What follows belongs to an exercise in optimizing a design on an open flow for small area and a short achievable clock period; a production flow would make more cautious choices.
At most, simulation tests tie the RTL to the original design; equivalence was not proved.
The series may have gaps, and a smaller design here may also do less where the tests do not look.
Function not checked in run 2: the RTL went through the layout flow alone.

<file path="design/flow/config.mk">
export PLATFORM = sky130hd
export DESIGN_NAME = arm7_execute
export DESIGN_NICKNAME = arm7_execute
export VERILOG_FILES = /design/flow/design.v
export SDC_FILE = /design/flow/constraint.sdc
export NUM_CORES = 4
export LEC_CHECK = 0
export CAP_MARGIN = 20
export CORE_MARGIN = 2
export CORE_UTILIZATION = 40
export SLEW_MARGIN = 20
</file>
<file path="design/flow/constraint.sdc">
create_clock -name core_clock -period 13.0 [get_ports {clk}]
set_input_delay 2.6000 -clock core_clock [delete_from_list [all_inputs] [get_ports {clk}]]
set_output_delay 2.6000 -clock core_clock [all_outputs]
set_load 0.01 [all_outputs]
</file>
<file path="design/flow/design.v">
module alu(opcode, operand_1, operand_2, result, nzcv_old, nzcv, c_from_shifter, isWriteback);
parameter N = 32; 
input[3:0] opcode;	 
input wire [N-1:0] operand_1;  
input wire [N-1:0] operand_2;
input wire[3:0] nzcv_old;  
input wire c_from_shifter; 
output reg isWriteback;  
output reg[N-1:0] result;  
output reg [3:0] nzcv; 	 
reg cin;
reg cout;
reg[N-1:0] neg;
always @(*) begin
	cin = 0;
	cout = 0;
	neg = 0;
	nzcv= nzcv_old;
	case(opcode)
		4'd0: begin
			result = operand_1 & operand_2;
			nzcv[1] = c_from_shifter;
			isWriteback = 1;
		end
		4'd1: begin
			result = operand_1 ^ operand_2;
			isWriteback = 1;
			nzcv[1] = c_from_shifter;
		end
		4'd2: begin
			neg = -operand_2;
			{cin, result[N-2:0]} = operand_1[N-2:0]+neg[N-2:0]; 
			{cout, result[N-1]} = cin+ operand_1[N-1]+neg[N-1];
			nzcv[1]  = cout;	 
			nzcv[0] = cin^cout;  
			isWriteback = 1;
		end
		4'd3: begin
			neg = -operand_1;
			{cin, result[N-2:0]} = operand_2[N-2:0]+neg[N-2:0]; 
			{cout, result[N-1]} = cin+ operand_2[N-1]+neg[N-1];
			nzcv[1]  = cout;	 
			nzcv[0] = cin^cout;  
			isWriteback = 1;
		end
		4'd4: begin
			{cin, result[N-2:0]} = operand_1[N-2:0]+operand_2[N-2:0]; 
			{cout, result[N-1]} = cin+ operand_1[N-1]+operand_2[N-1];
			nzcv[1]  = cout;	 
			nzcv[0] = cin^cout;  
			isWriteback = 1;
		end
		4'd5: begin
			{cin, result[N-2:0]} = operand_1[N-2:0]+operand_2[N-2:0]+nzcv_old[1]; 
			{cout, result[N-1]} = cin+ operand_1[N-1]+operand_2[N-1];
			nzcv[1]  = cout;	 
			nzcv[0] = cin^cout;  
			isWriteback = 1;
		end
		4'd6: begin
			neg = -operand_2;
			{cin, result[N-2:0]} = operand_1[N-2:0]+neg[N-2:0]+nzcv_old[1]-1; 
			{cout, result[N-1]} = cin+ operand_1[N-1]+neg[N-1];
			nzcv[1]  = cout;	 
			nzcv[0] = cin^cout;  
			isWriteback = 1;
		end
		4'd7: begin
			neg = -operand_1;
			{cin, result[N-2:0]} = operand_2[N-2:0]+neg[N-2:0]+nzcv_old[1]-1; 
			{cout, result[N-1]} = cin+ operand_2[N-1]+neg[N-1];
			nzcv[1]  = cout;	 
			nzcv[0] = cin^cout;  
			isWriteback = 1;
		end
		4'd8: begin
			result = operand_1 & operand_2;
			isWriteback = 0;
			nzcv[1] = c_from_shifter;
		end
		4'd9: begin
			result = operand_1 ^ operand_2;
			isWriteback = 0;
			nzcv[1] = c_from_shifter;
		end
		4'd10: begin
			neg = -operand_2;
			{cin, result[N-2:0]} = operand_1[N-2:0]+neg[N-2:0]; 
			{cout, result[N-1]} = cin+ operand_1[N-1]+neg[N-1];
			nzcv[1]  = cout;	 
			nzcv[0] = cin^cout;  
			isWriteback = 0;
		end
		4'd11: begin
			{cin, result[N-2:0]} = operand_1[N-2:0]+operand_2[N-2:0]; 
			{cout, result[N-1]} = cin+ operand_1[N-1]+operand_2[N-1];
			nzcv[1]  = cout;	 
			nzcv[0] = cin^cout;  
			isWriteback = 0;
		end
		4'd12: begin
			result = operand_1 | operand_2;
			isWriteback = 1;
			nzcv[1] = c_from_shifter;
		end
		4'd13: begin
			result = operand_2;
			isWriteback = 1;
			nzcv[1] =c_from_shifter;
		end
		4'd14: begin
			result = operand_1 & (~operand_2);
			isWriteback = 1;
			nzcv[1] =c_from_shifter;
		end
		4'd15: begin
			result = ~operand_2;
			isWriteback = 1;
			nzcv[1] = c_from_shifter;
		end
	endcase
	nzcv[3] = result[N-1]; 	 
	nzcv[2] = (result == 0);  
end
endmodule
module bshift(instr_bit_25,imm_value, Rm, Rs, operand2, cin, c_to_alu, direct_data, use_shifter);
	parameter n=32;
	input [n-1:0] direct_data;
	input use_shifter;
	input instr_bit_25;  
	input [11:0] imm_value;  
	input [n-1:0] Rm;
	input [n-1:0] Rs;
	output [n-1:0] operand2;  
	input cin;
	output reg c_to_alu;
	wire instr_bit_25;
	wire [11:0] imm_value;
	reg [n-1:0] in;
	reg [n-1:0] out;
	reg [7:0] shiftby;  
	reg [n-1:0] junk;
	assign operand2 =(use_shifter==1)?out:direct_data ;
	always @* begin 
		in = 0;
		shiftby = 0;
		junk = 0;
		out = 0;
		c_to_alu = 0;
		if (instr_bit_25) begin
			in[n-1:8] = 0;
			in[7:0] = imm_value[7:0];
			shiftby[0]=0;
			shiftby[7:4]=4'd0;
			shiftby[4:1] = imm_value[11:8];
			{junk,out} = {in,in} >> shiftby[7:0];
			if(shiftby[7:0]==0) c_to_alu = cin;
			else c_to_alu = out[31];
		end
		else begin  
			if(imm_value[6:4] == 0) begin
				in = Rm;
				{c_to_alu,out} = {cin ,in} << imm_value[11:7];
			end
			if(imm_value[6:4] == 3'd1) begin
				in = Rm;
				shiftby[7:0] = Rs[7:0];
				{c_to_alu,out} = {cin,in} << shiftby[7:0];
			end
			if(imm_value[6:4] == 3'd2) begin
				in = Rm;
				{out, c_to_alu} = {in,cin} >> imm_value[11:7];
			end
			if(imm_value[6:4] == 3'd3) begin
				in = Rm;
				shiftby[7:0] = Rs[7:0];
				{out, c_to_alu} = {in,cin} >> shiftby[7:0];
			end
			if(imm_value[6:4] == 3'd4) begin
				in = Rm;
				if(in[n-1]){junk,out, c_to_alu} = {32'hFFFFFFFF,in,cin} >> imm_value[11:7];
				else {out, c_to_alu} = {in,cin} >> imm_value[11:7];
			end
			if(imm_value[6:4] == 3'd5) begin
				in = Rm;
				shiftby[7:0] = Rs[7:0];
				if(in[n-1]) {junk,out, c_to_alu} = {32'hFFFFFFFF,in,cin} >> shiftby[7:0];
				else {out,c_to_alu} = {in,cin} >> shiftby[7:0];
			end
			if((imm_value[6:4] == 3'd6)&&(imm_value[11:7]!=5'd0)) begin
				in = Rm;
				{junk,out,c_to_alu} = {in,in,cin} >> imm_value[11:7];
			end
			if(imm_value[6:4] == 3'd7) begin
				in=Rm;
				shiftby[7:0] = Rs[7:0];
				{junk,out,c_to_alu} = {in,in,cin} >> shiftby[4:0];  
			end
			if((imm_value[6:4] == 3'd6)&&(imm_value[11:7]==5'd0)) begin
				in= Rm;
				{out, c_to_alu} = {cin, in};
			end
		end
	end
endmodule 
module cond ( nzcv,  condition_code, will_this_be_executed);
input wire[3:0] nzcv;
input wire[3:0] condition_code;
output reg will_this_be_executed;
always @* begin
case(condition_code)
	0: begin	 
	if(nzcv[2] == 1)  will_this_be_executed = 1;
	else will_this_be_executed = 0;	
	end
	1: begin  
	if(nzcv[2] == 0)  will_this_be_executed = 1;
	else will_this_be_executed = 0;	
	end
	2: begin  
	if(nzcv[1] == 1)  will_this_be_executed = 1;
	else will_this_be_executed = 0;	
	end	
	3: begin  
	if(nzcv[1] == 0)  will_this_be_executed = 1;
	else will_this_be_executed = 0;	
	end	
	4: begin  
	if(nzcv[3] == 1)  will_this_be_executed = 1;
	else will_this_be_executed = 0;	
	end	
	5: begin  
	if(nzcv[3] == 0)  will_this_be_executed = 1;
	else will_this_be_executed = 0;	
	end	
	6: begin  
	if(nzcv[0] == 1)  will_this_be_executed = 1;
	else will_this_be_executed = 0;	
	end	
	7: begin  
	if(nzcv[0] == 0)  will_this_be_executed = 1;
	else will_this_be_executed = 0;	
	end	
	8: begin  
	if(nzcv[1] == 1 && nzcv[2] == 0)  will_this_be_executed = 1;
	else will_this_be_executed = 0;	
	end	
	9: begin  
	if(nzcv[1] == 0 && nzcv[2] == 1)  will_this_be_executed = 1;
	else will_this_be_executed = 0;	
	end	
	10: begin  
	if(nzcv[3] == nzcv[0])  will_this_be_executed = 1;
	else will_this_be_executed = 0;	
	end	
	11: begin  
	if(nzcv[3] != nzcv[0])  will_this_be_executed = 1;
	else will_this_be_executed = 0;	
	end	
	12: begin  
	if(nzcv[2] == 0 && nzcv[3] == nzcv[0])  will_this_be_executed = 1;
	else will_this_be_executed = 0;	
	end	
	13: begin  
	if(nzcv[2] == 0 || nzcv[3] != nzcv[0])  will_this_be_executed = 1;
	else will_this_be_executed = 0;	
	end	
	14: begin  
	will_this_be_executed = 1;	
	end	
	15: begin  
	will_this_be_executed = 1;
	end
endcase
end
endmodule
module multiplier(    Rs, Rm, result  );
parameter N = 32; 
output wire[N-1:0] result;
input wire[N-1:0] Rs;
input wire[N-1:0] Rm;
assign result = Rm*Rs;
endmodule
module inst_decode(ir, instr_type);
input wire [31:0] ir;
output reg[3:0] instr_type;
always@* begin
	instr_type = 9;
	if(ir[27] == 1 && ir[26] ==1) instr_type = 12;
	if(ir[27] == 1 && ir[26] == 0) begin
		if(ir[25] == 0) instr_type = 10;
		else if(ir[25] == 1) instr_type = 11;
	end
	if(ir[27] == 0 && ir[26] == 1) begin
		if(ir[25] == 0) instr_type = 8;
		else begin
			if(ir[4] == 1) instr_type = 9;
			if(ir[4] == 0) instr_type = 8;
		end
	end
	if(ir[27] == 0 && ir[26] == 0) begin
		if(ir[25] == 1) instr_type = 7;
		else begin
			if(ir[11:8] == 4'b1111 && ir[7:4] == 4'b0001) instr_type = 2;
			else if( (( ir[7] ==1) && (ir[4] == 1)) == 0) instr_type = 7;
			else if( ir[6] == 1) instr_type = 6;
			else if( ir[6] == 0 && ir[5] == 1 && ir[22] == 1) instr_type = 5;
			else if( ir[6] == 0 && ir[5] == 1 && ir[22] == 1) instr_type = 4;
			else if( ir[6] == 0 && ir[5] == 0 && ir[24] == 1) instr_type = 3;
			else if( ir[6] == 0 && ir[5] == 0 && ir[24] == 0 && ir[23] ==1) instr_type = 1;
			else if( ir[6] == 0 && ir[5] == 0 && ir[24] == 0 && ir[23] ==0) instr_type = 0;
		end
	end
end
endmodule
module arm7_execute (
	input             clk,
	input      [31:0] instr_i,   
	input      [31:0] rn_i,      
	input      [31:0] rd_i,      
	input      [31:0] rs_i,      
	input      [31:0] rm_i,      
	input      [31:0] pc_i,      
	input      [3:0]  nzcv_i,    
	output reg [31:0] result_o,
	output reg [3:0]  nzcv_o,
	output reg        wb_o,
	output reg        exec_o
);
localparam T_MULTIPLY          = 4'd0;
localparam T_DATA_PROCESSING   = 4'd7;
localparam T_LOAD_STORE        = 4'd8;
localparam T_BRANCH            = 4'd11;
localparam OP_SUB              = 4'd2;
localparam OP_ADD              = 4'd4;
reg [31:0] instr_q, rn_q, rd_q, rs_q, rm_q, pc_q;
reg [3:0]  nzcv_q;
always @(posedge clk) begin
	instr_q <= instr_i;
	rn_q    <= rn_i;
	rd_q    <= rd_i;
	rs_q    <= rs_i;
	rm_q    <= rm_i;
	pc_q    <= pc_i;
	nzcv_q  <= nzcv_i;
end
wire [3:0]  instr_type;
wire [31:0] mult_result;
wire [31:0] shifter_result;
wire        c_to_alu;
wire [31:0] alu_result;
wire [3:0]  alu_nzcv;
wire        alu_is_writeback;
wire        will_this_be_executed;
reg        use_shifter;
reg [31:0] alu_operand_1;
reg [31:0] alu_operand_2;
reg [3:0]  alu_opcode;
inst_decode InstructionDecoder(
	.ir(instr_q),
	.instr_type(instr_type)
);
multiplier Multiplier(
	.Rs(rs_q),
	.Rm(rm_q),
	.result(mult_result)
);
always @(*) begin
	alu_operand_2 = 0;
	case (instr_type)
		T_DATA_PROCESSING: begin
			alu_operand_1 = rn_q;
			use_shifter = 1;
			alu_opcode = instr_q[24:21];
		end
		T_MULTIPLY: begin
			alu_operand_1 = (instr_q[21] == 1) ? rd_q : 32'd0;	 
			alu_operand_2 = mult_result;
			use_shifter = 0;
			alu_opcode = OP_ADD;
		end
		T_BRANCH: begin
			alu_operand_1 = pc_q - 4;
			alu_operand_2 = (instr_q[23] == 1) ? {6'b111111, instr_q[23:0], 2'b00} : {6'b000000, instr_q[23:0], 2'b00};
			use_shifter = 0;
			alu_opcode = OP_ADD;
		end
		T_LOAD_STORE: begin
			alu_operand_1 = rn_q;
			use_shifter = 1;
			alu_opcode = (instr_q[23] == 1) ? OP_ADD : OP_SUB;
		end
		default: begin
			alu_operand_1 = rn_q;
			use_shifter = 1;
			alu_opcode = OP_ADD;
		end
	endcase
end
bshift BarrelShifter(
	.instr_bit_25(instr_q[25]),
	.imm_value(instr_q[11:0]),
	.Rs(rs_q),
	.Rm(rm_q),
	.cin(nzcv_q[1]),
	.direct_data(alu_operand_2),
	.use_shifter(use_shifter),
	.operand2(shifter_result),
	.c_to_alu(c_to_alu)
);
alu ALU(
	.opcode(alu_opcode),
	.operand_1(alu_operand_1),
	.operand_2(shifter_result),
	.nzcv_old(nzcv_q),
	.c_from_shifter(c_to_alu),
	.result(alu_result),
	.nzcv(alu_nzcv),
	.isWriteback(alu_is_writeback)
);
cond conditionFieldChecker(
	.nzcv(nzcv_q),
	.condition_code(instr_q[31:28]),
	.will_this_be_executed(will_this_be_executed)
);
always @(posedge clk) begin
	result_o <= alu_result;
	nzcv_o   <= alu_nzcv;
	wb_o     <= alu_is_writeback;
	exec_o   <= will_this_be_executed;
end
endmodule
</file>
<file path="design/flow/run.sh">
#!/bin/bash
# synth_recipe.tcl (not shown) runs the flow's synth.tcl, then flattens the netlist and writes it again
# the make line also repeats each setting of config.mk as NAME=value (left out here)
make -C /OpenROAD-flow-scripts/flow DESIGN_CONFIG=/design/flow/config.mk WORK_HOME=/design/flow/orfs CLKGATE_MAP_FILE= SYNTH_SCRIPT=/design/flow/synth_recipe.tcl finish
</file>
**Run 1: close-up of the layout**

Scale bar: 20 um. Window x 245 to 295, y 65 to 115 um. Cells in grey, sequential cells in the stronger grey; small squares are vias.
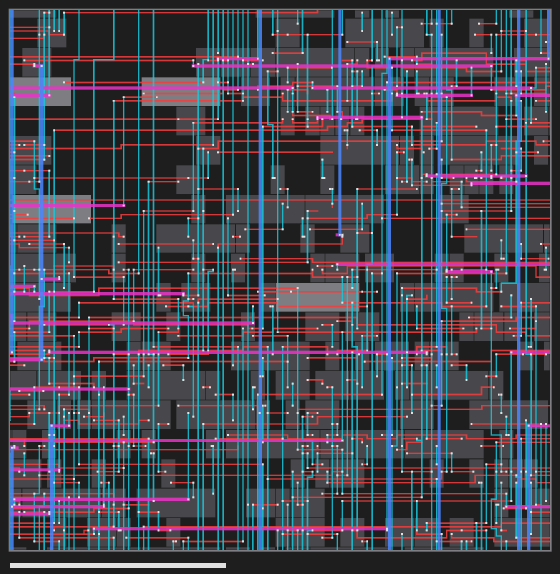
[cyan] metal 2
[red] metal 1
[blue] metal 4
[magenta] metal 3
most frequent: nand2_1 (49), inv_1 (36), fa_1 (24)
netlist names of flops here include: rm_q (3), rs_q (1)
sequential cells in the window: 4
cells with their middle in the window: 166

**Run 1: top view of the die**

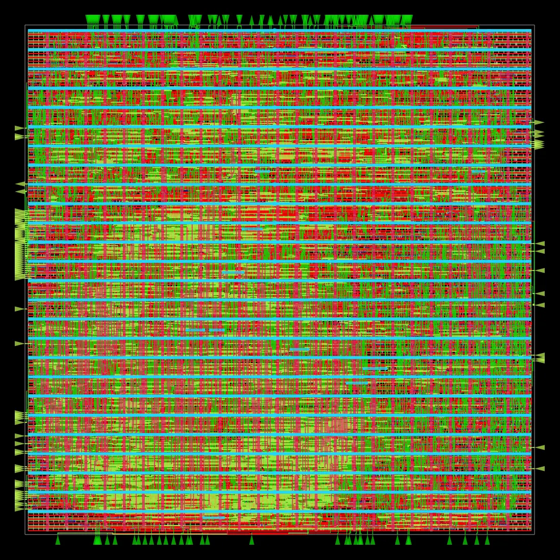
io pins: 235
die width: 360 um

**Run 1: port wiring**

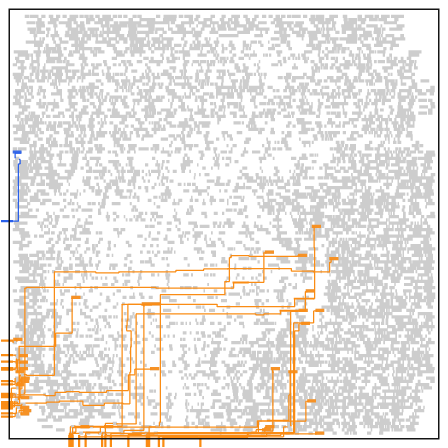
[blue] exec_o | bits: 1 | direction: output | edge: left | end cells: 1 | buffers: 1 | wire: 70.3 um
[orange] rm_i | bits: 32 | direction: input | edge: 17 left, 15 bottom | end cells: 32 | buffers: 32 | wire: 4,240 um

**Run 1: the worst timing path**

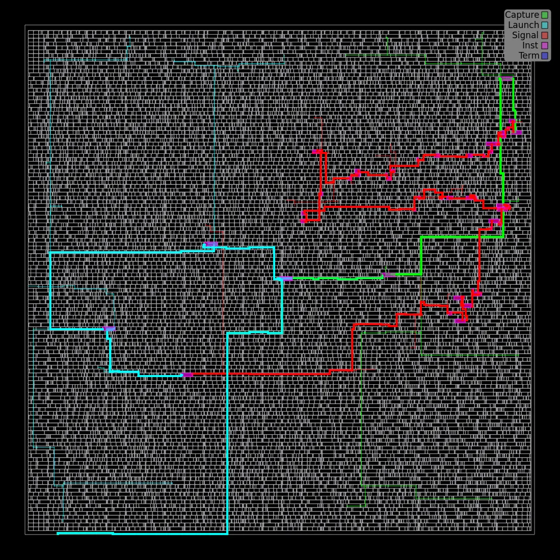
PnR worst setup slack: 0.607 ns
minimum clock period: 12.39 ns

==> run summary, run 1 <==
- Slowest CP cell: dfxtp_2
- Top achievable clock speed: 0.0807 GHz
- Mapped Area: slightly above 50,000 um^2
- Share of cells above drive strength 1: 0.115
- Critical Path Fanout Max: 14
- Core box area: 126,000 um^2
- Total Neg Setup Slack: 0 ns
- First-pass GRT wire length: 396,000 um
- Post-synth EDFFs: 0
- Crit path max-delay family: adder cells
- Reg-to-Reg End: nzcv_o[2]$_DFF_P_
- Syn Inst Count: 6,347
- Synth area leader: fa_1
- Avg Synthesized Cell Area: approximately 8.0 um^2
- TritonCTS clock tree: done
- Highest routed layer: met5
- R2R depth: 39
- Worst hold slack: 0.581 ns
- Fill cells: between 10k and 15k
- Simple-Gate Fraction of Synth Area: 0.210
- Total Nets Final: 7,286
- Post-route cell area: 56,500 um^2
- Avg Vias per Cell: between 6 and 7
- Via count: approximately 55k
- Unrepaired setup endpoints after global routing: no
- Top_reg_cell synth: dfxtp_1
- Initial core utilization: 0.404
- # hold bufs at CTS: 0
- Starting DRC count in detailed routing: 7,692
- Compound-gate portion of the synthesized area: 0.216
- CP startpoint kind: flip-flop
- Adder-cell share of the synthesized area: 0.235
- Kind of critical path: flip-flop to flip-flop
- Synth Area in XOR/XNOR: 0.0474
- CTS resizes: 0
- Count leader, synth: nand2_1
- Seq/Total Area, Yosys: 0.0919
- Hold Path End: exec_o$_DFF_P_
- # Post-CTS Setup Buffers: 0
- Routability cong.: 1.07
- Final setup viols: 0
- Met2 WL: approximately 110,000 um
- Yosys reg bits: between 200 and 250
- Initial antenna violation count: 30
- Gr usage total: 0.421
- Largest family of logic cells by synthesized area: adder cells
- Antenna Nets Post-Route: 0
- Detailed-route wire length per cell: around 35 um
- HP Class: flip-flop to flip-flop
- Metal3 WL: 37,100 um
- Worst-Margin Slew: between 1 and 1.5 ns
- Outcome: complete, no violations
- CP Data Required Time: 13.56 ns
- Post-synth ARST share: 0
- Top cell type's share of synthesized area: 0.164
- Top cells by area, synth: fa_1 (16%), dfxtp_1 (9.2%), ha_1 (7.1%)
- CP peak stage delay: 0.66 ns
- Total CTS buffers: 31
- Met2 Use GR: 0.586
- # H-tree levels: 1
- Routed wire length: 283,000 um
- Core Rows: 130
- Hold path cells: 2
- Cell Area, Placed: 55,400 um^2
- CP Depth: 39
- Max-capacitance violation count: 0
- CP bufs+invs: 5
- DRT met1 WL: 117,000 um
- Vias in the first global route: 52.0k
- Worst slew margin: 0.122
- Synth Net Count: 7,248
- Crit path DAT: 12.95 ns
- Max-slew violations: 0
- Area Growth Syn to Fin: 11.3%
- Worst R2R Setup Slack: about 0.61 ns
- Crit end category: flip-flop
- Max Root-Sink Buffers: 3
- First-pass DRT Iterations: 8
- Clk root buf: clkbuf_16
- Met3 Use GR: 0.141
- Final period util: 0.953
run 1: cell families after synthesis:
| kind of cell | after synthesis |
|---|---|
| compound gates | 1567 |
| flops | 233 |
| buf+inv | 1034 |
| simple gates | 2126 |
| xor+xnor | 274 |
| mux | 409 |
| fa+ha+maj | 704 |
run 1: metrics by stage:
step                      utilization  cells  setup slack, ns
after floorplan                     -   6347           0.0851
after global placement          0.440   8000            0.852
after detailed placement        0.440   8000            0.571
after CTS                       0.449   8055            0.492
after global routing            0.449   8057          0.00298
final                           0.449   8068            0.607
run 1: worst register-to-register path, delay by kind of cell, from the launching register on:
kind | cells | cell delay [ns]
fa+ha+maj | 11 | 5.35
compound gates | 12 | 2.88
simple gates | 10 | 2.70
flops | 1 | 0.66
buf+inv | 5 | 0.37
xor+xnor | 1 | 0.30
run 1: registers in the layout, summed over array words and instances, names as in the netlist:
signal and flops:
rs_q 32, nzcv_o 3, wb_o 1, exec_o 1, result_o 32, nzcv_q 4
instr_q 32, rd_q 32, pc_q 32, rm_q 32, rn_q 32
run 1: layout make-up:
class	count	area share
flip-flops and latches	233	0.0836
repair buffers	516	0.0802
inverters	523	0.0347
multi-input cells	5080	0.746
clock buffers	38	0.0145
diodes	11	0.000487
well taps	1650	0.0365
clock inverters	17	0.00390
run 1: layout by cell type, fill, tap and decap left out, types with 117 or more instances in the layout:
master / instances
nand2_1: 635
inv_1: 516
nor2_1: 428
fa_1: 417
and2_1: 328
a21oi_1: 328
ha_1: 286
buf_4: 275
o21ai_0: 251
clkdlybuf4s50_1: 234
xnor2_1: 203
dfxtp_1: 201
mux2i_1: 172
mux4_2: 146
nor3_1: 133
nand3_1: 117
run 1: worst max-delay path by stage:
stage	start	to	slack (ns)
6_report	rm_q[11]$_DFF_P_	nzcv_o[2]$_DFF_P_	0.61
3_5_place_dp	rs_q[4]$_DFF_P_	nzcv_o[2]$_DFF_P_	0.57
2_1_floorplan	rs_q[2]$_DFF_P_	nzcv_o[2]$_DFF_P_	0.09
5_1_grt	rm_q[12]$_DFF_P_	nzcv_o[2]$_DFF_P_	0.003
4_1_cts	rs_q[4]$_DFF_P_	nzcv_o[2]$_DFF_P_	0.49
3_3_place_gp	rs_q[4]$_DFF_P_	nzcv_o[2]$_DFF_P_	0.85
**Run 1: placement by cell class**

Fill, decap, tap and diode cells in grey.
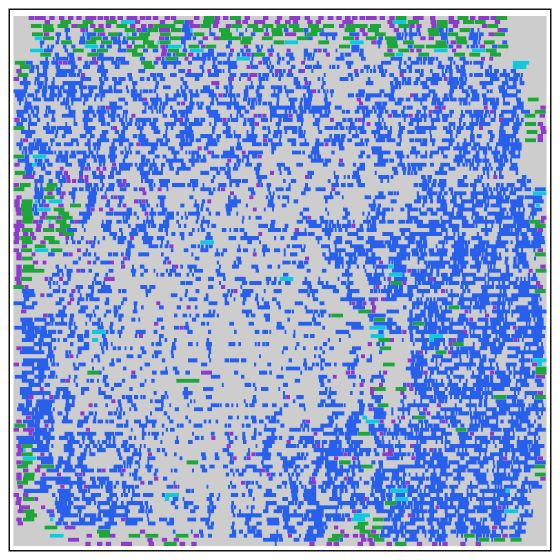

--- run 2: outline of the changes from run 1 ---
design/flow/design.v: 432 -> 848 lines; modules unchanged: 0
  alu: edited, 125 -> 61 lines
  bshift: edited, 80 -> 88 lines
  cond: edited, 71 -> 25 lines
  multiplier: edited, 7 -> 587 lines
  inst_decode: edited, 32 -> 10 lines
  arm7_execute: edited, 117 -> 77 lines
==> module cond as of run 2 <==
module cond(nzcv, condition_code, will_this_be_executed);
	input  [3:0] nzcv;
	input  [3:0] condition_code;
	output reg   will_this_be_executed;
	wire n = nzcv[3], z = nzcv[2], c = nzcv[1], v = nzcv[0];
	always @* begin
		case (condition_code)
			4'd0:  will_this_be_executed = z;
			4'd1:  will_this_be_executed = ~z;
			4'd2:  will_this_be_executed = c;
			4'd3:  will_this_be_executed = ~c;
			4'd4:  will_this_be_executed = n;
			4'd5:  will_this_be_executed = ~n;
			4'd6:  will_this_be_executed = v;
			4'd7:  will_this_be_executed = ~v;
			4'd8:  will_this_be_executed = c & ~z;
			4'd9:  will_this_be_executed = ~c & z;
			4'd10: will_this_be_executed = (n == v);
			4'd11: will_this_be_executed = (n != v);
			4'd12: will_this_be_executed = ~z & (n == v);
			4'd13: will_this_be_executed = ~z | (n != v);
			default: will_this_be_executed = 1'b1;
		endcase
	end
endmodule
==> module bshift as of run 2 <==
module bshift(instr_bit_25, imm_value, Rm, Rs, cin, operand2, c_to_alu);
	input        instr_bit_25;
	input [11:0] imm_value;
	input [31:0] Rm;
	input [7:0]  Rs;
	input        cin;
	output reg [31:0] operand2;
	output reg        c_to_alu;
	wire [2:0] sh   = imm_value[6:4];
	wire       reg_form = sh[0];
	wire [7:0] amt  = reg_form ? Rs : {3'd0, imm_value[11:7]};
	wire [4:0] a5   = amt[4:0];
	wire       hi   = |amt[7:5];           
	wire       a5z  = (a5 == 5'd0);
	wire       lsl  = (sh[2:1] == 2'd0);
	wire       lsr  = (sh[2:1] == 2'd1);
	wire       asr  = (sh[2:1] == 2'd2);
	wire       ror  = (sh[2:1] == 2'd3);
	wire       rrx  = ror & ~reg_form & a5z;
	wire       sign = Rm[31];
	wire [31:0] src = instr_bit_25 ? {24'd0, imm_value[7:0]} : Rm;
	wire [4:0]  r   = instr_bit_25 ? {imm_value[11:8], 1'b0} :
	                  lsl ? (5'd0 - a5) :
	                  rrx ? 5'd1 : a5;
	wire [31:0] s0 = r[0] ? {src[0],    src[31:1]}  : src;
	wire [31:0] s1 = r[1] ? {s0[1:0],   s0[31:2]}   : s0;
	wire [31:0] s2 = r[2] ? {s1[3:0],   s1[31:4]}   : s1;
	wire [31:0] s3 = r[3] ? {s2[7:0],   s2[31:8]}   : s2;
	wire [31:0] rot = r[4] ? {s3[15:0], s3[31:16]}  : s3;
	wire [31:0] rmask = 32'hffffffff >> a5;
	wire [31:0] lmask = 32'hffffffff << a5;
	always @* begin
		if (instr_bit_25) begin
			operand2 = rot;
			c_to_alu = (imm_value[11:8] == 4'd0) ? cin : rot[31];
		end else if (lsl) begin
			if (amt == 8'd0) begin
				operand2 = Rm;
				c_to_alu = cin;
			end else if (hi) begin
				operand2 = 32'd0;
				c_to_alu = (amt == 8'd32) ? Rm[0] : 1'b0;
			end else begin
				operand2 = rot & lmask;
				c_to_alu = rot[0];
			end
		end else if (lsr) begin
			if (amt == 8'd0) begin
				operand2 = Rm;
				c_to_alu = cin;
			end else if (hi) begin
				operand2 = 32'd0;
				c_to_alu = (amt == 8'd32) ? Rm[31] : 1'b0;
			end else begin
				operand2 = rot & rmask;
				c_to_alu = rot[31];
			end
		end else if (asr) begin
			if (amt == 8'd0) begin
				operand2 = Rm;
				c_to_alu = cin;
			end else if (!hi) begin
				operand2 = (rot & rmask) | ({32{sign}} & ~rmask);
				c_to_alu = rot[31];
			end else if (amt == 8'd32) begin
				operand2 = {32{sign}};
				c_to_alu = sign;
			end else if (amt <= 8'd64) begin
				operand2 = (sign && amt != 8'd64) ? rmask : 32'd0;
				c_to_alu = sign;
			end else begin
				operand2 = 32'd0;
				c_to_alu = 1'b0;
			end
		end else begin  
			if (rrx) begin
				operand2 = {cin, rot[30:0]};
				c_to_alu = rot[31];
			end else if (a5z) begin
				operand2 = Rm;
				c_to_alu = cin;
			end else begin
				operand2 = rot;
				c_to_alu = rot[31];
			end
		end
	end
endmodule
==> module inst_decode as of run 2 <==
module inst_decode(ir, is_dp, is_mul, is_ls, is_br);
	input  [31:0] ir;
	output is_dp, is_mul, is_ls, is_br;
	wire c000 = (ir[27:25] == 3'b000);
	wire bx   = (ir[11:4] == 8'hf1);
	assign is_dp  = (ir[27:25] == 3'b001) | (c000 & ~bx & ~(ir[7] & ir[4]));
	assign is_mul = c000 & ir[7] & ir[4] & ~ir[6] & ~ir[5] & ~ir[24] & ~ir[23];
	assign is_ls  = (ir[27:26] == 2'b01) & (~ir[25] | ~ir[4]);
	assign is_br  = (ir[27:25] == 3'b101);
endmodule
==> module arm7_execute as of run 2 <==
module arm7_execute (
	input             clk,
	input      [31:0] instr_i,   
	input      [31:0] rn_i,      
	input      [31:0] rd_i,      
	input      [31:0] rs_i,      
	input      [31:0] rm_i,      
	input      [31:0] pc_i,      
	input      [3:0]  nzcv_i,    
	output     [31:0] result_o,
	output     [3:0]  nzcv_o,
	output reg        wb_o,
	output reg        exec_o
);
localparam OP_SUB = 4'd2;
localparam OP_ADD = 4'd4;
wire is_dp, is_mul, is_ls, is_br;
inst_decode InstructionDecoder(
	.ir(instr_i), .is_dp(is_dp), .is_mul(is_mul), .is_ls(is_ls), .is_br(is_br));
wire [31:0] op1_d = is_mul ? (instr_i[21] ? rd_i : 32'd0) :
                    is_br  ? (pc_i - 32'd4) : rn_i;
wire [3:0]  opc_d = is_dp ? instr_i[24:21] :
                    (is_ls & ~instr_i[23]) ? OP_SUB : OP_ADD;
wire [31:0] m3_d  = is_br ? {{6{instr_i[23]}}, instr_i[23:0], 2'b00} : (rm_i + {rm_i[30:0], 1'b0});
wire exec_d;
cond conditionFieldChecker(
	.nzcv(nzcv_i), .condition_code(instr_i[31:28]),
	.will_this_be_executed(exec_d));
reg [31:0] op1_q, rm_q, m3_q, rs_q;
reg [11:0] imm_q;
reg [3:0]  opc_q;
reg        i25_q, mul_q, br_q, c_q, v_q, exec_q;
always @(posedge clk) begin
	op1_q  <= op1_d;
	rm_q   <= rm_i;
	m3_q   <= m3_d;
	rs_q   <= rs_i;
	imm_q  <= instr_i[11:0];
	opc_q  <= opc_d;
	i25_q  <= instr_i[25];
	mul_q  <= is_mul;
	br_q   <= is_br;
	c_q    <= nzcv_i[1];
	v_q    <= nzcv_i[0];
	exec_q <= exec_d;
end
wire [31:0] ps, pc_;
multiplier Multiplier(.m(rm_q), .m3(m3_q), .rs(rs_q), .S(ps), .C(pc_));
wire [32:0] kk  = {1'b0, ps} + {1'b0, pc_};
wire [31:0] kl  = {1'b0, ps[30:0]} + {1'b0, pc_[30:0]};
wire [31:0] ms  = op1_q ^ ps ^ pc_;
wire [31:0] mc  = (op1_q & ps) | (op1_q & pc_) | (ps & pc_);
wire [31:0] sh_out;
wire        sh_c;
bshift BarrelShifter(
	.instr_bit_25(i25_q), .imm_value(imm_q), .Rm(rm_q), .Rs(rs_q[7:0]),
	.cin(c_q), .operand2(sh_out), .c_to_alu(sh_c));
wire [31:0] op2 = br_q ? m3_q : sh_out;
wire [31:0] alu_result;
wire        alu_c, alu_v, alu_wb;
alu ALU(
	.opcode(opc_q), .operand_1(op1_q), .operand_2(op2),
	.c_old(c_q), .v_old(v_q), .c_from_shifter(sh_c),
	.is_mul(mul_q), .ms(ms), .mc(mc), .k31(kl[31]), .k32(kk[32]),
	.result(alu_result), .c_flag(alu_c), .v_flag(alu_v), .isWriteback(alu_wb));
reg [31:0] res_q;
reg        c_o, v_o;
always @(posedge clk) begin
	res_q  <= alu_result;
	c_o    <= alu_c;
	v_o    <= alu_v;
	wb_o   <= alu_wb;
	exec_o <= exec_q;
end
assign result_o = res_q;
assign nzcv_o   = {res_q[31], ~|res_q, c_o, v_o};
endmodule
==> module alu as of run 2 <==
module alu(opcode, operand_1, operand_2, c_old, v_old, c_from_shifter,
           is_mul, ms, mc, k31, k32, result, c_flag, v_flag, isWriteback);
	input  [3:0]  opcode;
	input  [31:0] operand_1, operand_2;
	input         c_old, v_old, c_from_shifter;
	input         is_mul;
	input  [31:0] ms, mc;    
	input         k31, k32;
	output reg [31:0] result;
	output reg    c_flag, v_flag;
	output        isWriteback;
	wire arith = (opcode[3:2] == 2'b01) | (opcode[3:1] == 3'b001) | (opcode[3:1] == 3'b101);
	wire sub   = (opcode == 4'd2) | (opcode == 4'd3) | (opcode == 4'd6) | (opcode == 4'd7) | (opcode == 4'd10);
	wire swap  = (opcode == 4'd3) | (opcode == 4'd7);
	wire usec  = (opcode == 4'd5) | (opcode == 4'd6) | (opcode == 4'd7);
	assign isWriteback = (opcode[3:2] != 2'b10);
	wire [31:0] x  = swap ? operand_2 : operand_1;    
	wire [31:0] y  = swap ? operand_1 : operand_2;    
	wire [31:0] yi = y ^ {32{sub}};
	wire        ci = usec ? c_old : sub;
	wire [31:0] aa = is_mul ? ms : x;
	wire [31:0] bb = is_mul ? {mc[30:0], 1'b0} : yi;
	wire        cc = is_mul ? 1'b0 : ci;
	wire [32:0] sum = {1'b0, aa} + {1'b0, bb} + {32'd0, cc};
	wire        cout = sum[32];
	wire        c31  = sum[31] ^ aa[31] ^ bb[31];
	wire        yz   = (y[30:0] == 31'd0);
	wire        zc31 = ~c31;
	wire        zc   = (zc31 & x[31]) | (zc31 & y[31]) | (x[31] & y[31]);
	reg [31:0] logic_r;
	always @* begin
		case (opcode)
			4'd0, 4'd8:  logic_r = operand_1 & operand_2;
			4'd1, 4'd9:  logic_r = operand_1 ^ operand_2;
			4'd12:       logic_r = operand_1 | operand_2;
			4'd13:       logic_r = operand_2;
			4'd14:       logic_r = operand_1 & ~operand_2;
			default:     logic_r = ~operand_2;
		endcase
	end
	always @* begin
		if (is_mul) begin
			result = sum[31:0];
			c_flag = mc[31] ^ cout ^ k32;
			v_flag = (mc[30] ^ c31 ^ k31) ^ c_flag;
		end else if (arith) begin
			result = sum[31:0];
			if (sub & yz) begin
				c_flag = zc;
				v_flag = zc31 ^ zc;
			end else begin
				c_flag = cout;
				v_flag = c31 ^ cout;
			end
		end else begin
			result = logic_r;
			c_flag = c_from_shifter;
			v_flag = v_old;
		end
	end
endmodule
**Run 2: placement by cell class**

Fill, decap, tap and diode cells in grey.
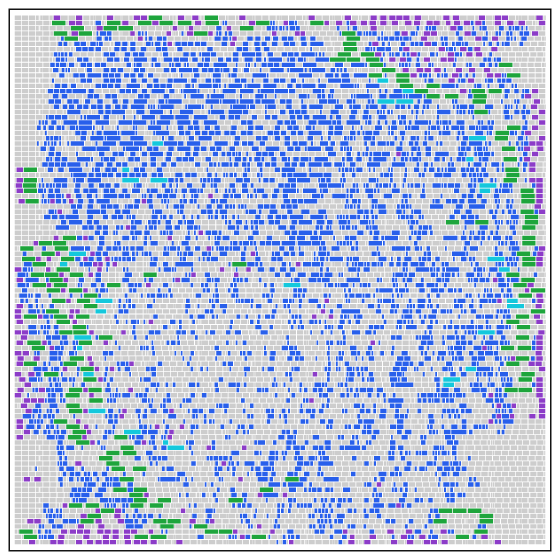
[blue] combinational and other logic | cells: 3,498
[green] flops | cells: 186
[cyan] clock drivers and dummy loads | cells: 32
[purple] other buffers and delay cells | cells: 364
Core Rows: 101
core box area: 75,700 um^2

**Run 2: port wiring**

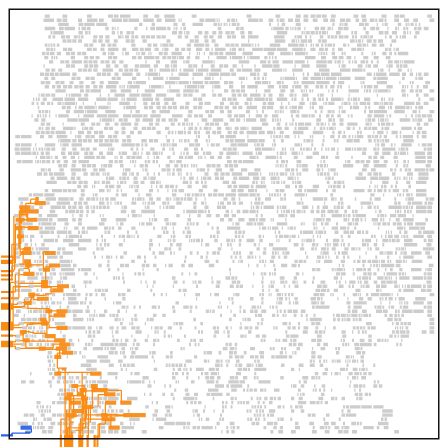
[orange] rm_i | bits: 32 | direction: input | edge: 19 left, 13 bottom | end cells: 66 | buffers: 32 | wire: 1,430 um
[blue] exec_o | bits: 1 | direction: output | edge: left | end cells: 1 | buffers: 1 | wire: 20.4 um

==> run 2 against run 1 <==
Compared with the run above:
- still clean on timing, DRC and antenna
- wire length fell by 44%
- core utilization rose by 0.22 points
- setup slack improved by 1.4 ns
- critical path type unchanged
- largest cell class unchanged
==> run summary, run 2 <==
- Highest routed layer: met5 (unchanged)
- Mapped Area: 30,500 um^2 (was 50,800 um^2)
- Kind of critical path: flip-flop to flip-flop (unchanged)
- Metal3 WL: 18,200 um (was 37,100 um)
- Via count: 34.1k (was 54.6k)
- CP Data Required Time: 13.38 ns (was 13.56 ns)
- Syn Inst Count: 4,071 (was 6,347)
- Gr usage total: 0.392 (was 0.421)
- Crit end category: flip-flop (unchanged)
- Total Nets Final: 4,571 (was 7,286)
- Max-capacitance violation count: 0 (unchanged)
- Yosys reg bits: 186 (was 233)
- # H-tree levels: 4 (was 1)
- Clk root buf: clkbuf_16 (unchanged)
- Avg Synthesized Cell Area: 7.49 um^2 (was 8.00 um^2)
- Top cell type's share of synthesized area: 0.122 (was 0.164)
- Worst hold slack: 0.338 ns (was 0.581 ns)
- Seq/Total Area, Yosys: 0.122 (was 0.0919)
- Worst R2R Setup Slack: 2.03 ns (was 0.61 ns)
- Count leader, synth: nand2_1 (unchanged)
- DP Worst Slack: 2.16 ns (was 0.571 ns)
- Share of cells above drive strength 1: 0.0752 (was 0.115)
- Worst slew margin: 0.166 (was 0.122)
- Synth area leader: dfxtp_1 (was fa_1)
- Unrepaired setup endpoints after global routing: no (unchanged)
- Final setup viols: 0 (unchanged)
- First-pass DRT Iterations: 6 (was 8)
- Die width: 280 um (was 360 um)
- Post-synth ARST share: 0 (unchanged)
- Slowest CP cell: nand4b_2 (was dfxtp_2)
- Avg Vias per Cell: 6.73 (was 6.76)
- Top_reg_cell synth: dfxtp_1 (unchanged)
- First-pass GRT wire length: 225,000 um (was 396,000 um)
- Most common cell after layout, fill and taps aside: nand2_1 (unchanged)
- CTS resizes: 0 (unchanged)
- Most frequent cells in the layout: nand2_1 (385), a21oi_1 (328), o21ai_0 (287) (was nand2_1 (635), inv_1 (516), nor2_1 (428))
- Top cells by area, synth: dfxtp_1 (12%), fa_1 (9.8%), ha_1 (6.5%) (was fa_1 (16%), dfxtp_1 (9.2%), ha_1 (7.1%))
- Outcome: complete, no violations (unchanged)
- HP Class: flip-flop to flip-flop (unchanged)
- Crit path DAT: 11.34 ns (was 12.95 ns)
- Top achievable clock speed: 0.0912 GHz (was 0.0807 GHz)
- Minimum clock period: 10.97 ns (was 12.39 ns)
- Synth Net Count: 4,575 (was 7,248)
- Critical Path Fanout Max: 46 (was 14)
- Max-slew violations: 0 (unchanged)
- Worst-Margin Slew: 1.24 ns (was 1.32 ns)
- CP startpoint kind: flip-flop (unchanged)
- CP peak stage delay: 0.76 ns (was 0.66 ns)
- Final period util: 0.843 (was 0.953)
- Max Root-Sink Buffers: 2 (was 3)
- TritonCTS clock tree: done (unchanged)
- Area Growth Syn to Fin: 12.2% (was 11.3%)
- Vias in the first global route: 31.3k (was 52.0k)
- Routability cong.: 1.05 (was 1.07)
- Post-synth EDFFs: 0 (unchanged)
- Met2 Use GR: 0.578 (was 0.586)
- Total CTS buffers: 17 (was 31)
**Run 2: where the registers sit**

Scale bar: 100 um. Other sequential cells in the stronger grey, the rest of the logic in the fainter grey.
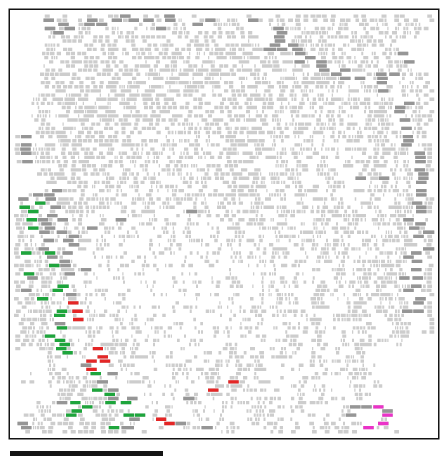
[magenta] opc_q | placed flops: 4 | where: lower right
[green] rm_q | placed flops: 32
[red] imm_q | placed flops: 12 | where: lower left
not coloured: 138

**Run 2: top view of the die**

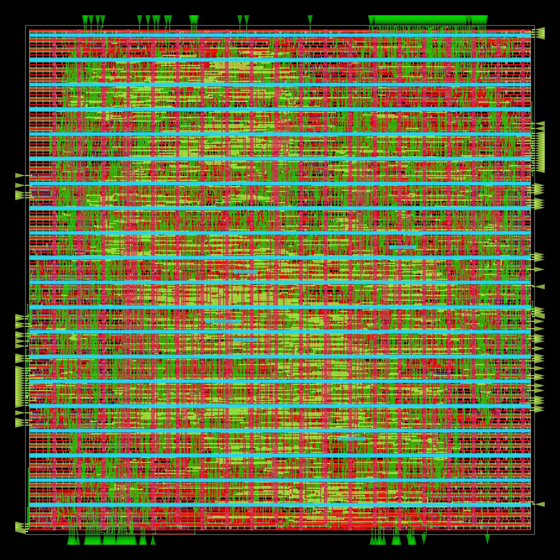
fin util: 0.452
routed wire length: 158,000 um
non-filler cells, final: 5,061

-- run 2: changes by cell type after synthesis, sizes merged, moves of 71 or more --
cell,change
ha,-129
fa,-268
clkbuf,-77
nor3,-71
mux4,-144
a221oi,+75
nand2,-250
nor2,-177
a22o,+136
and2,-314
mux2i,-73
inv,-310
-- run 2: cells by family after synthesis --
| family | synth area share |
|---|---|
| compound gates | 0.331 |
| xor+xnor | 0.0867 |
| fa+ha+maj | 0.163 |
| buf+inv | 0.0783 |
| flops | 0.122 |
| mux | 0.0570 |
| simple gates | 0.161 |
-- run 2: worst max-delay path: cells and delay by family, from the launching register on --
kind	cells	cell delay [ns]
xor gates and xnor gates	2	0.56
and+or+nand+nor	5	1.51
DFF	1	0.40
buffers and inverters	3	0.69
AOI/OAI and AO/OA	14	4.11
muxes	6	1.95
adders and majority gates	4	1.51
-- run 2: metrics by stage --
stage / cell area (um^2) / util / std cells
6_report: 34200 / 0.452 / 5061
5_1_grt: 34200 / 0.452 / 5058
4_1_cts: 34200 / 0.451 / 5058
3_5_place_dp: 33500 / 0.443 / 5026
2_1_floorplan: 30500 / - / 4071
3_3_place_gp: 33500 / 0.443 / 5026
-- run 2: layout make-up --
cell class	instances	area [um^2]
Inverter	210	792
Clock inverter	15	214
Antenna cell	3	7.51
Multi-Input combinational cell	3288	24500
Clock buffer	17	425
Timing Repair Buffer	364	3320
Fill cell	7669	41500
Tap cell	978	1220
Sequential cell	186	3740
-- run 2: worst paths after layout --
kind                                       end        startpoint  cells after the start
worst max-delay path               c_o$_DFF_P_  imm_q[4]$_DFF_P_                     34
worst min register to register  exec_o$_DFF_P_    exec_q$_DFF_P_                      0
worst max register to register     c_o$_DFF_P_  imm_q[4]$_DFF_P_                     34
worst min-delay path            exec_o$_DFF_P_    exec_q$_DFF_P_                      0

==> separate check: timing with driven ports <==
The flow's constraints put no driver on any port. The routed layouts listed below were extracted and timed again, unchanged, in two steps.
Step 1 sets driving cells, clkbuf_16 on the clock port and buf_2 on the other inputs (assumed; they add their load-dependent delay and slew).
Step 2 moves the port delays by t, midway between the first and last clock arrival at a register: inputs arrive t later, outputs are due t later. That takes back most of the time a late clock gives input paths.
Three values: ideal ports, drivers, drivers and shift; two values: the first two.
| run | shift t [ns] | setup WS [ns] | latest minus earliest clock arrival (ns) | slew at the worst register clock pin (ns) | worst slew at a driven data input, ns |
|---|---|---|---|---|---|
| run 1 | 0.747 | 0.607 / 0.607 / 0.607 | 0.060 / 0.060 | 0.08 / 0.08 | 0.14 |
| run 2 | 0.589 | 2.035 / 2.035 / 2.035 | 0.036 / 0.036 | 0.11 / 0.11 | 0.06 |
After both steps setup and hold are still met in every run listed.
